Background: an optimization exercise with open tools, aiming at small area and a short achievable clock period. Do not read the settings as production practice. In this exercise RTL edits were held to simulation tests only and were not proved equivalent to the original. Some runs may be left out. An edit can pass the tests and still lose a function that they never use.

--- design/flow/constraint.sdc ---
create_clock -name core_clock -period 16.0 [get_ports {clk}]
set_input_delay 3.2000 -clock core_clock [delete_from_list [all_inputs] [get_ports {clk}]]
set_output_delay 3.2000 -clock core_clock [all_outputs]
set_load 0.01 [all_outputs]
--- design/flow/config.mk ---
export PLATFORM = sky130hd
export DESIGN_NAME = IIR
export DESIGN_NICKNAME = IIR
export VERILOG_FILES = /design/flow/design.v
export SDC_FILE = /design/flow/constraint.sdc
export NUM_CORES = 4
export LEC_CHECK = 0
export CAP_MARGIN = 20
export CORE_MARGIN = 2
export CORE_UTILIZATION = 40
export SLEW_MARGIN = 20
--- design/flow/design.v ---
module IIR(clk, rst, Start, load, DIn, RAddr, data_done, WEN, Yn, WAddr, Finish);
	parameter n = 16;
	parameter m = 20;
	input clk, rst;
	input Start;
	input data_done;
	input [n-1:0]DIn;
	output WEN, load;
	output Finish;
	output [n-1:0]Yn;
	output [m-1:0]RAddr;
	output [m-1:0]WAddr;
	wire control_state;
	control_FSM control(
		.clk(clk), .rst(rst),
		.start(Start), .data_done(data_done), .load(load), .RAddr(RAddr), .state(control_state)
	);
	datapath dp(
		.clk(clk), .rst(rst),
		.command(control_state), .RAddr(RAddr), .DIn(DIn), .WEN(WEN), .Yn(Yn), .WAddr(WAddr), .finish(Finish)
	);
endmodule
module control_FSM(clk, rst, start, data_done, load, RAddr, state);
	parameter m = 20;
	parameter idle = 1'b0;
	parameter read = 1'b1;
	input clk, rst, start, data_done;
	output load, state;
	output [m-1:0]RAddr;
	reg load, state;
	reg [m-1:0]RAddr;
	reg next_load, next_state;
	reg [m-1:0]next_RAddr;
	always@(*) begin
		next_state = idle;
		next_load = 1'b0;
		next_RAddr = 0;
		case(state)
			idle: begin
				next_state = idle;
				next_RAddr = 0;
				next_load = 1'b0;
				if(start) begin
					next_state = read;
					next_RAddr = 0;
					next_load = 1'b1;
				end
			end
			read: begin
				next_state = read;
				next_RAddr = RAddr + 1;
				next_load = 1'b1;
				if(data_done) begin
					next_state = idle;
					next_RAddr = 0;
					next_load = 1'b0;
				end
			end
		endcase
	end
	always@(posedge clk or posedge rst) begin  
		if(rst)begin
			state <= 1'b0;
			load <= 1'b0;
			RAddr <= {m{1'b0}};
		end else begin
			state <= next_state;
			load <= next_load;
			RAddr <= next_RAddr;
		end
	end
endmodule
module datapath(clk, rst, command, RAddr, DIn, WEN, Yn, WAddr, finish);
	parameter idle = 1'b0;
	parameter write = 1'b1;
	parameter n = 16;
	parameter m = 20;
	input clk, rst, command;
	input [m-1:0]RAddr;
	input [n-1:0]DIn;
	output WEN, finish;
	output [n-1:0]Yn;
	output [m-1:0]WAddr;
	reg WEN, finish, state;
	reg [m-1:0]WAddr;
	reg next_WEN, next_finish, next_state;
	reg [m-1:0]next_WAddr;
	reg [n-1:0]x0, x1, x2, x3, x4, x5;
	reg [n-1:0]y0, y1, y2, y3, y4;
	wire [n-1:0]next_x0, next_x1, next_x2, next_x3, next_x4, next_x5;
	wire [n-1:0]next_y0, next_y1, next_y2, next_y3, next_y4;
	wire [n+6:0]a0, a1, a2, a3, a4, a5, b0, a_all;
	wire [n+8:0]b1, b2, b3, b4, b_all;
	wire [n-1:0]DIn_fix = ~command ? {n{1'b0}} : DIn;
	wire [n-1:0]x0_abs, x1_abs, x2_abs, x3_abs, x4_abs, x5_abs;
	wire [n-1:0]y0_abs, y1_abs, y2_abs, y3_abs, y4_abs;
	assign x0_abs = x0[n-1] ? (~x0 + 1) : x0;
	assign x1_abs = x1[n-1] ? (~x1 + 1) : x1;
	assign x2_abs = x2[n-1] ? (~x2 + 1) : x2;
	assign x3_abs = x3[n-1] ? (~x3 + 1) : x3;
	assign x4_abs = x4[n-1] ? (~x4 + 1) : x4;
	assign x5_abs = x5[n-1] ? (~x5 + 1) : x5;
	assign y0_abs = y0[n-1] ? (~y0 + 1) : y0;
	assign y1_abs = y1[n-1] ? (~y1 + 1) : y1;
	assign y2_abs = y2[n-1] ? (~y2 + 1) : y2;
	assign y3_abs = y3[n-1] ? (~y3 + 1) : y3;
	assign y4_abs = y4[n-1] ? (~y4 + 1) : y4;
	assign a_all = (x0[n-1] ? (~a0 + 1) : a0) +
				   (x1[n-1] ? (~a1 + 1) : a1) +
				   (x2[n-1] ? (~a2 + 1) : a2) +
				   (x3[n-1] ? (~a3 + 1) : a3) +
				   (x4[n-1] ? (~a4 + 1) : a4) +
				   (x5[n-1] ? (~a5 + 1) : a5) +
				   (y0[n-1] ? (~b0 + 1) : b0);
	assign b_all = (y1[n-1] ? b1 : (~b1 + 1)) +
				   (y2[n-1] ? (~b2 + 1) : b2) +
				   (y3[n-1] ? b3 : (~b3 + 1)) +
				   (y4[n-1] ? (~b4 + 1) : b4);
	assign Yn = a_all[n+6:7] + {b_all[n+8], b_all[n+5:7]};
	assign a0 = {x0_abs[n-1],
				( {x0_abs[n-2:0], 7'd0} >> 6 )+
				( {x0_abs[n-2:0], 7'd0} >> 9 )+
				( {x0_abs[n-2:0], 7'd0} >> 10)+
				( {x0_abs[n-2:0], 7'd0} >> 11)+
				( {x0_abs[n-2:0], 7'd0} >> 12)+
				( {x0_abs[n-2:0], 7'd0} >> 13) };
	assign a1 = {x1_abs[n-1],
				( {x1_abs[n-2:0], 7'd0} >> 6 )+
				( {x1_abs[n-2:0], 7'd0} >> 8 )+
				( {x1_abs[n-2:0], 7'd0} >> 10)+
				( {x1_abs[n-2:0], 7'd0} >> 11)+
				( {x1_abs[n-2:0], 7'd0} >> 14) };
	assign a2 = {x2_abs[n-1],
				( {x2_abs[n-2:0], 7'd0} >> 5 )+
				( {x2_abs[n-2:0], 7'd0} >> 8 )+
				( {x2_abs[n-2:0], 7'd0} >> 9 )+
				( {x2_abs[n-2:0], 7'd0} >> 11)+
				( {x2_abs[n-2:0], 7'd0} >> 14) };
	assign a3 = {x3_abs[n-1],
				( {x3_abs[n-2:0], 7'd0} >> 5 )+
				( {x3_abs[n-2:0], 7'd0} >> 8 )+
				( {x3_abs[n-2:0], 7'd0} >> 9 )+
				( {x3_abs[n-2:0], 7'd0} >> 11)+
				( {x3_abs[n-2:0], 7'd0} >> 14) };
	assign a4 = {x4_abs[n-1],
				( {x4_abs[n-2:0], 7'd0} >> 6 )+
				( {x4_abs[n-2:0], 7'd0} >> 8 )+
				( {x4_abs[n-2:0], 7'd0} >> 10)+
				( {x4_abs[n-2:0], 7'd0} >> 11)+
				( {x4_abs[n-2:0], 7'd0} >> 14) };
	assign a5 = {x5_abs[n-1],
				( {x5_abs[n-2:0], 7'd0} >> 6 )+
				( {x5_abs[n-2:0], 7'd0} >> 9 )+
				( {x5_abs[n-2:0], 7'd0} >> 10)+
				( {x5_abs[n-2:0], 7'd0} >> 11)+
				( {x5_abs[n-2:0], 7'd0} >> 12)+
				( {x5_abs[n-2:0], 7'd0} >> 13) };
	assign b0 = {y0_abs[n-1],
				( {y0_abs[n-2:0], 7'd0} >> 2 )+
				( {y0_abs[n-2:0], 7'd0} >> 3 )+
				( {y0_abs[n-2:0], 7'd0} >> 8 )+
				( {y0_abs[n-2:0], 7'd0} >> 11)+
				( {y0_abs[n-2:0], 7'd0} >> 13)+
				( {y0_abs[n-2:0], 7'd0} >> 14) };
	assign b1 = {y1_abs[n-1],
				( {2'd0, y1_abs[n-2:0], 7'd0}      )+
				( {2'd0, y1_abs[n-2:0], 7'd0} >> 1 )+
				( {2'd0, y1_abs[n-2:0], 7'd0} >> 3 )+
				( {2'd0, y1_abs[n-2:0], 7'd0} >> 6 )+
				( {2'd0, y1_abs[n-2:0], 7'd0} >> 7 )+
				( {2'd0, y1_abs[n-2:0], 7'd0} >> 8 )+
				( {2'd0, y1_abs[n-2:0], 7'd0} >> 10)+
				( {2'd0, y1_abs[n-2:0], 7'd0} >> 11)+
				( {2'd0, y1_abs[n-2:0], 7'd0} >> 12)+
				( {2'd0, y1_abs[n-2:0], 7'd0} >> 13) };
	assign b2 = {y2_abs[n-1],
				( {2'd0, y2_abs[n-2:0], 7'd0} << 1 )+
				( {2'd0, y2_abs[n-2:0], 7'd0}      )+
				( {2'd0, y2_abs[n-2:0], 7'd0} >> 2 )+
				( {2'd0, y2_abs[n-2:0], 7'd0} >> 4 )+
				( {2'd0, y2_abs[n-2:0], 7'd0} >> 5 )+
				( {2'd0, y2_abs[n-2:0], 7'd0} >> 6 )+
				( {2'd0, y2_abs[n-2:0], 7'd0} >> 7 )+
				( {2'd0, y2_abs[n-2:0], 7'd0} >> 8 ) };
	assign b3 = {y3_abs[n-1],
				( {2'd0, y3_abs[n-2:0], 7'd0} << 2 )+
				( {2'd0, y3_abs[n-2:0], 7'd0} >> 7 )+
				( {2'd0, y3_abs[n-2:0], 7'd0} >> 9 )+
				( {2'd0, y3_abs[n-2:0], 7'd0} >> 10)+
				( {2'd0, y3_abs[n-2:0], 7'd0} >> 12) };
	assign b4 = {y4_abs[n-1],
				( {2'd0, y4_abs[n-2:0], 7'd0} << 1 )+
				( {2'd0, y4_abs[n-2:0], 7'd0} >> 1 )+
				( {2'd0, y4_abs[n-2:0], 7'd0} >> 2 )+
				( {2'd0, y4_abs[n-2:0], 7'd0} >> 7 )+
				( {2'd0, y4_abs[n-2:0], 7'd0} >> 13)+
				( {2'd0, y4_abs[n-2:0], 7'd0} >> 14) };
	assign next_x0 = x1;
	assign next_x1 = x2;
	assign next_x2 = x3;
	assign next_x3 = x4;
	assign next_x4 = x5;
	assign next_x5 = DIn_fix;
	assign next_y0 = y1;
	assign next_y1 = y2;
	assign next_y2 = y3;
	assign next_y3 = y4;
	assign next_y4 = Yn;
	always@(*) begin
		next_state = idle;
		next_WEN = 1'b0;
		next_finish = 1'b0;
		next_WAddr = {m{1'b0}};
		case(state)
			idle: begin
				next_state = idle;
				next_WEN = 1'b0;
				next_finish = 1'b0;
				next_WAddr = {m{1'b0}};
				if(command) begin
					next_state = write;
					next_WEN = 1'b1;
					next_finish = 1'b0;
					next_WAddr = {m{1'b0}};
				end
			end
			write: begin
				next_state = write;
				next_WEN = 1'b1;
				next_finish = 1'b0;
				next_WAddr = RAddr;
				if(~command) begin
					next_state = idle;
					next_WEN = 1'b0;
					next_finish = 1'b1;
					next_WAddr = {m{1'b0}};
				end
			end
		endcase
	end
	always@(posedge clk or posedge rst) begin  
		if(rst)begin
			state <= 1'b0;
			WEN <= 1'b0;
			finish <= 1'b0;
			WAddr <= {m{1'b0}};
			x0 <= {n{1'b0}};
			x1 <= {n{1'b0}};
			x2 <= {n{1'b0}};
			x3 <= {n{1'b0}};
			x4 <= {n{1'b0}};
			x5 <= {n{1'b0}};
			y0 <= {n{1'b0}};
			y1 <= {n{1'b0}};
			y2 <= {n{1'b0}};
			y3 <= {n{1'b0}};
			y4 <= {n{1'b0}};
		end else begin
			state <= next_state;
			WEN <= next_WEN;
			finish <= next_finish;
			WAddr <= next_WAddr;
			x0 <= next_x0;
			x1 <= next_x1;
			x2 <= next_x2;
			x3 <= next_x3;
			x4 <= next_x4;
			x5 <= next_x5;
			y0 <= next_y0;
			y1 <= next_y1;
			y2 <= next_y2;
			y3 <= next_y3;
			y4 <= next_y4;
		end
	end
endmodule
--- design/flow/run.sh ---
#!/bin/bash
# synth_recipe.tcl (not shown) runs the flow's synth.tcl, then flattens the netlist and writes it again
# the make line also repeats each setting of config.mk as NAME=value (left out here)
make -C /OpenROAD-flow-scripts/flow DESIGN_CONFIG=/design/flow/config.mk WORK_HOME=/design/flow/orfs CLKGATE_MAP_FILE= SYNTH_SCRIPT=/design/flow/synth_recipe.tcl finish
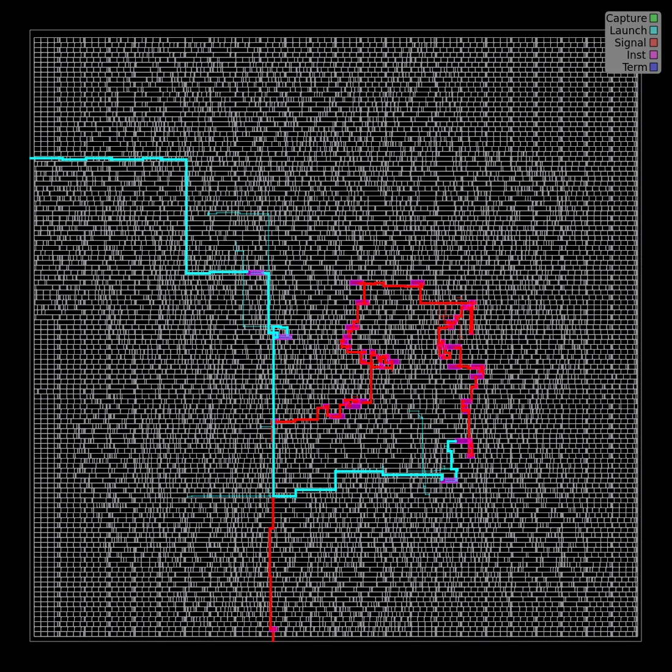
Run 1: worst path highlighted
Final WS setup: 0.285 ns
min Tclk post-route: 15.71 ns
Sum Neg Setup Slack: 0 ns
Non-Filler Instances: 6620
post-layout util: 0.462

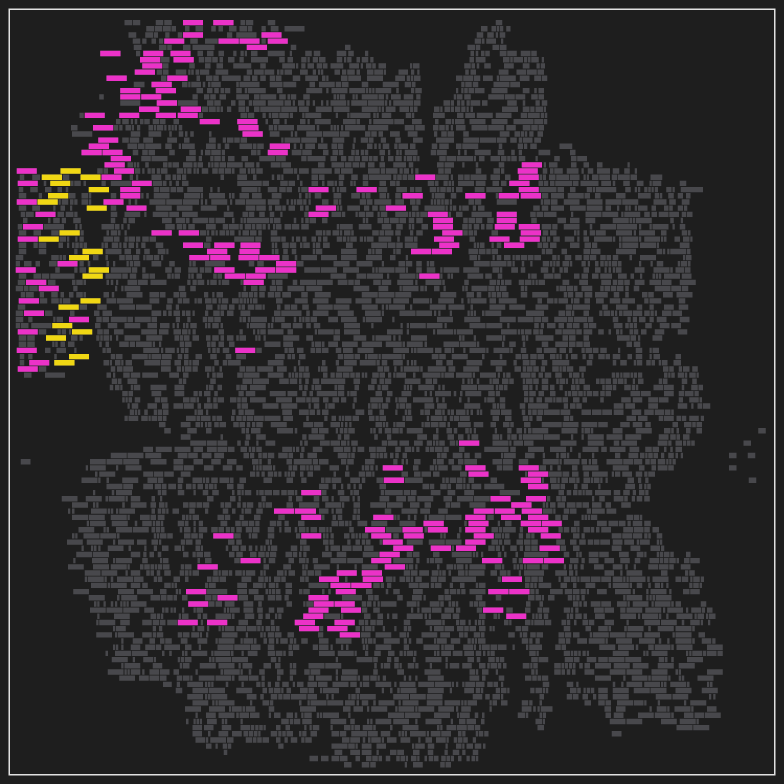
Run 1: sequential cells colored by instance or generate block
Other cells in gray.
yellow -> `control`  # sequential cells 21
magenta -> `dp`  # sequential cells 198
full die area: 0.113 sq mm

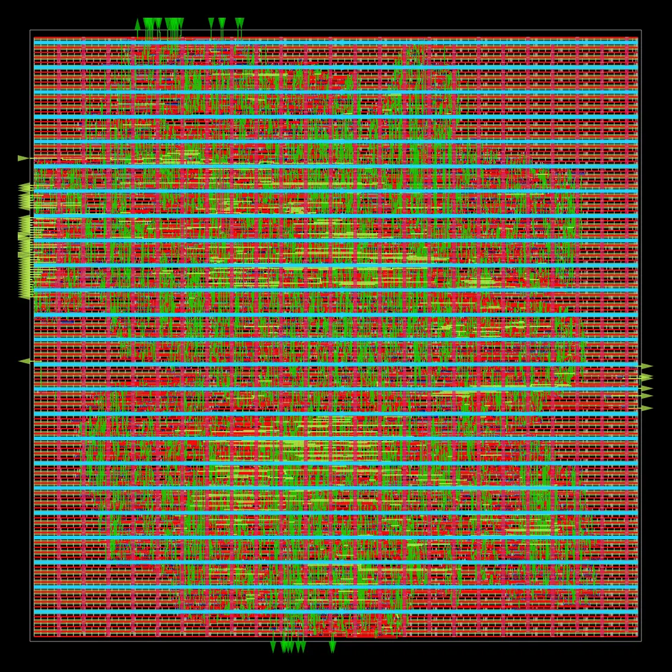
Run 1: the whole layout, all layers
Die Wd: 336 um
post-route cell area: 0.0504 sq mm
final WL: 117 mm

==> results.yml, run 1 <==
final_layout:
  clkCellAreaFrac: 0.0203
  inv_count: 670
  diodes: 1
  multi_input_area_share: 0.735
  multi_input_area_sq_mm: 0.0371
  final-nonclk-buf-share: 0.0497
  fin_nets: 6210
  mostFrequentLayoutCell: "inv_1"
  nClkBuffers: 31
  n_fill_cell: 10376
  n_all_buffers: 307
  nFlopsAndLatches: 219
  top_regs: "control.RAddr: 20 flops, dp.WAddr: 20 flops"
  layout.area.seq_sq_mm: 0.00548
clock_tree:
  cts_tree: "yes"
  post_cts_buffers: 12
  clock_path_buffers: 3
  cts_root_buf: "clkbuf_16"
  cts_sinks: 219
critical_path:
  crit_arrival_ns: 12.51
  cp.required_ns: 12.80
  critPathCaptureType: "primary output"
  cp-endpoint: "Yn[15]"
  worst-setup-path-type: "reg2out"
  worst-path-stages: 48
  path_max_fanout: 3
  reg2reg_from: "dp.y0[3]$_DFF_PP0_"
  r2r-end: "dp.y4[15]$_DFF_PP0_"
  ff2ff_setup_slack_ns: 4.09
  startpoint: "dp.y0[3]$_DFF_PP0_"
  path_delay_family: "adder cells"
  critPathMaxStageDelay_ns: 0.53
  cpMaxStageDelayCell: "fa_1"
place:
  place_area_sq_mm: 0.0479
  dpl.cell_count: 6527
  numPortBuffers: 78
  place_ws_ns: -0.208
  dp_hpwl_mm: 100
floorplanning:
  pin_count: 79
  tapCellCount: 1476
  rows: 121
  core_sq_mm: 0.109
timing:
  hold_viol: 0
  tightest_slew_ns: 0.967
  skew_ns: 0.0321
  timing.hold.ws_ns: 0.417
  rsz0062_at_grt: "yes"
  slew_viol_final: 0
grt:
  antenna_found_initial: 3
  grt_first_pass_wirelength_mm: 188
  grt_pass1_vias: 34695
  groute.usage.overall: 0.207
  grt_max_degree: 80
  grt_use_met3: 0.0236
yosys:
  synth-seq-cells: 219
  synth_async_sr_flop_share: 1.00
  synth_fa_ha_area_frac: 0.392
  synth_top_family_by_area: "adder cells"
  synth_edf_count: 0
  synth_cells: 4856
  yosysSeqAreaShare: 0.124
  synth_ff_type: "dfrtp_1"
  synthTopCellsByCount: "inv_1 (668), ha_1 (545), fa_1 (523)"
  ys_types: 96
  synth_compound_area_frac: 0.148
  synth_area_leaders: "fa_1 (24%), ha_1 (15%), dfrtp_1 (12%)"
  yosysTopAreaCellShare: 0.237
route:
  via_per_inst: 5.26
  first_pass_iters: 6
  ant_nets: 0
outcome:
  status: "complete, no violations"
Run 1, floorplan with the power grid:
Bar = 100 um. Pins as bars on the die edge. Tap cells in gray.
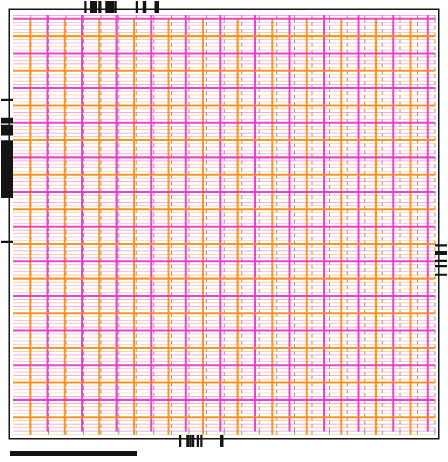

==> run 2: too many edits to list; what changed since run 1 <==
design/flow/design.v: 276 -> 1845 lines; modules unchanged: 0
  IIR: edited, 22 -> 1837 lines
  FA: new, 4 lines
  HA: new, 4 lines
  removed: control_FSM, datapath
==> module FA as of run 2 <==
module FA(input a, input b, input c, output s, output co);
  assign s = a ^ b ^ c;
  assign co = (a & b) | (a & c) | (b & c);
endmodule
==> module HA as of run 2 <==
module HA(input a, input b, output s, output co);
  assign s = a ^ b;
  assign co = a & b;
endmodule
--- a/design/flow/config.mk
+++ b/design/flow/config.mk
@@ -10,2 +10,4 @@
 export CORE_UTILIZATION = 40
 export SLEW_MARGIN = 20
+export SYNTH_HIERARCHICAL = 1
+export SYNTH_MINIMUM_KEEP_SIZE = 0
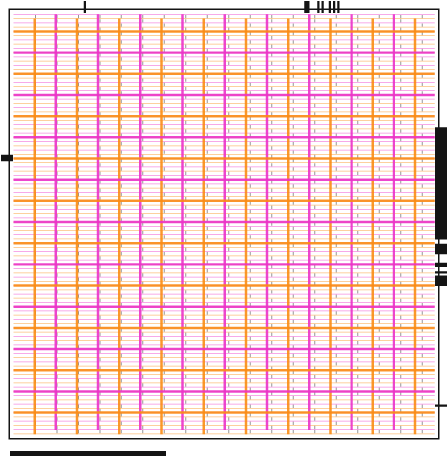
Run 2: floorplan with the power grid
Bar = 100 um. Pins as bars on the die edge. Tap cells in gray.
orange -> VSS
magenta -> VDD
met1 rails = 100
met4 straps = 19
tap cells = 959
met5 straps = 19
signal pins = 79
overall die height: 275 um
Die Wd: 275 um
Core ar.: 0.0728 sq mm

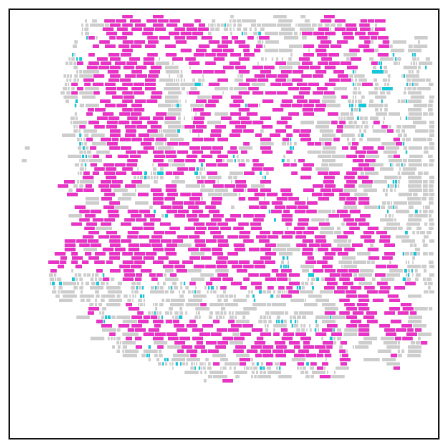
Run 2: gate families picked out
cyan -> nor cells  # cells 143, where widely spread
magenta -> fa/ha/maj cells  # cells 985

==> run 2 against run 1 <==
Effect of this change:
- still clean on timing, DRC and antenna
- setup slack better by 7.8 ns
- clock skew is 0.0062 ns lower
- wire length is 37% lower
- first-iteration DRC count down 46%
==> results.yml, run 2 <==
outcome:
  status: "complete, no violations"
route:
  first_pass_iters: 6
  via_per_inst: 5.32
  ant_nets: 0
  drt_wl_total_mm: 73.5
  vias: 16707
critical_path:
  critPathMaxStageDelay_ns: 0.65
  r2r-end: "xf$_DFF_PP0_"
  cp.required_ns: 16.42
  cp-endpoint: "xf$_DFF_PP0_"
  crit_arrival_ns: 8.33
  ff2ff_setup_slack_ns: 8.09
  path_max_fanout: 11
  startpoint: "yd1[3]$_DFF_PP0_"
  worst-setup-path-type: "reg2reg"
  path_delay_family: "adder cells"
  cpMaxStageDelayCell: "dfrtp_1"
  reg2reg_from: "yd1[3]$_DFF_PP0_"
timing:
  slew_viol_final: 0
  rsz0062_at_grt: "no"
  fin_setup_tns_ns: 0
  fin_crit_ns: 7.91
  hold_viol: 0
  tightest_slew_ns: 1.07
  fin_ws_ns: 8.09
  skew_ns: 0.0259
  timing.hold.ws_ns: 0.430
final_layout:
  final_cells: 3138
  diodes: 0
  n_all_buffers: 110
  layout.area.seq_sq_mm: 0.00620
  final_util: 0.452
  design_area_sq_mm: 0.0329
  multi_input_area_sq_mm: 0.0230
  nClkBuffers: 43
  nFlopsAndLatches: 246
  multi_input_area_share: 0.697
  inv_count: 77
  final-nonclk-buf-share: 0.0314
  fin_nets: 3159
  mostFrequentLayoutCell: "fa_1"
  n_fill_cell: 6386
floorplanning:
  pin_count: 79
  rows: 99
  tapCellCount: 959
  die-area_sq_mm: 0.0756
grt:
  grt_max_degree: 148
  grt_use_met3: 0.0443
  grt_first_pass_wirelength_mm: 118
  antenna_found_initial: 0
  grt_pass1_vias: 19908
  groute.usage.overall: 0.211
place:
  dp_hpwl_mm: 59.6
  numPortBuffers: 78
  dpl.cell_count: 3077
  place_ws_ns: 8.11
hold_path:
  holdPathStages: 0
  hold_path_end: "WAddr[4]$_DFF_PP0_"
clock_tree:
  post_cts_buffers: 0
  cts_sinks: 246
  cts_root_buf: "clkbuf_16"
  cts_tree: "yes"
  clock_path_buffers: 3
  post_cts_resized: 0
yosys:
  synth_ff_type: "dfrtp_1"
  synth_compound_area_frac: 0.0559
  synth-seq-cells: 246
  synth_area_leaders: "fa_1 (56%), dfrtp_1 (18%), ha_1 (6.9%)"
  synth_cells: 1990
  synth_edf_count: 0
  synth_top_family_by_area: "adder cells"
  synth_async_sr_flop_share: 1.00
  yosysSeqAreaShare: 0.211
  yosysTopAreaCellShare: 0.561
  synthTopCellsByCount: "fa_1 (822), dfrtp_1 (209), ha_1 (163)"
  ys_types: 74

## re-timing with driven ports
No port has a modelled driver above. Below, the same layouts with a new extraction and two added sets of constraints. Step 1: set_driving_cell puts a clkbuf_16 on clk and a buf_2 on each other input, an assumption about the parent block. Step 2 also shifts input and output timing later by t, the mid clock arrival at the registers, as if the neighbouring blocks saw the same clock. a / b / c = ideal / step 1 / step 2; a / b = the first two.
run	t, ns	setup slack, ns	worst setup path at the end	worst register clock-pin slew, ns	cell pins on the clock port's net
run 1	0.635	0.285 / 0.231 / 0.865	register to output	0.07 / 0.07	1
run 2	0.607	8.088 / 8.088 / 8.088	register to register	0.06 / 0.06	1
After both steps every run listed still meets setup and hold.
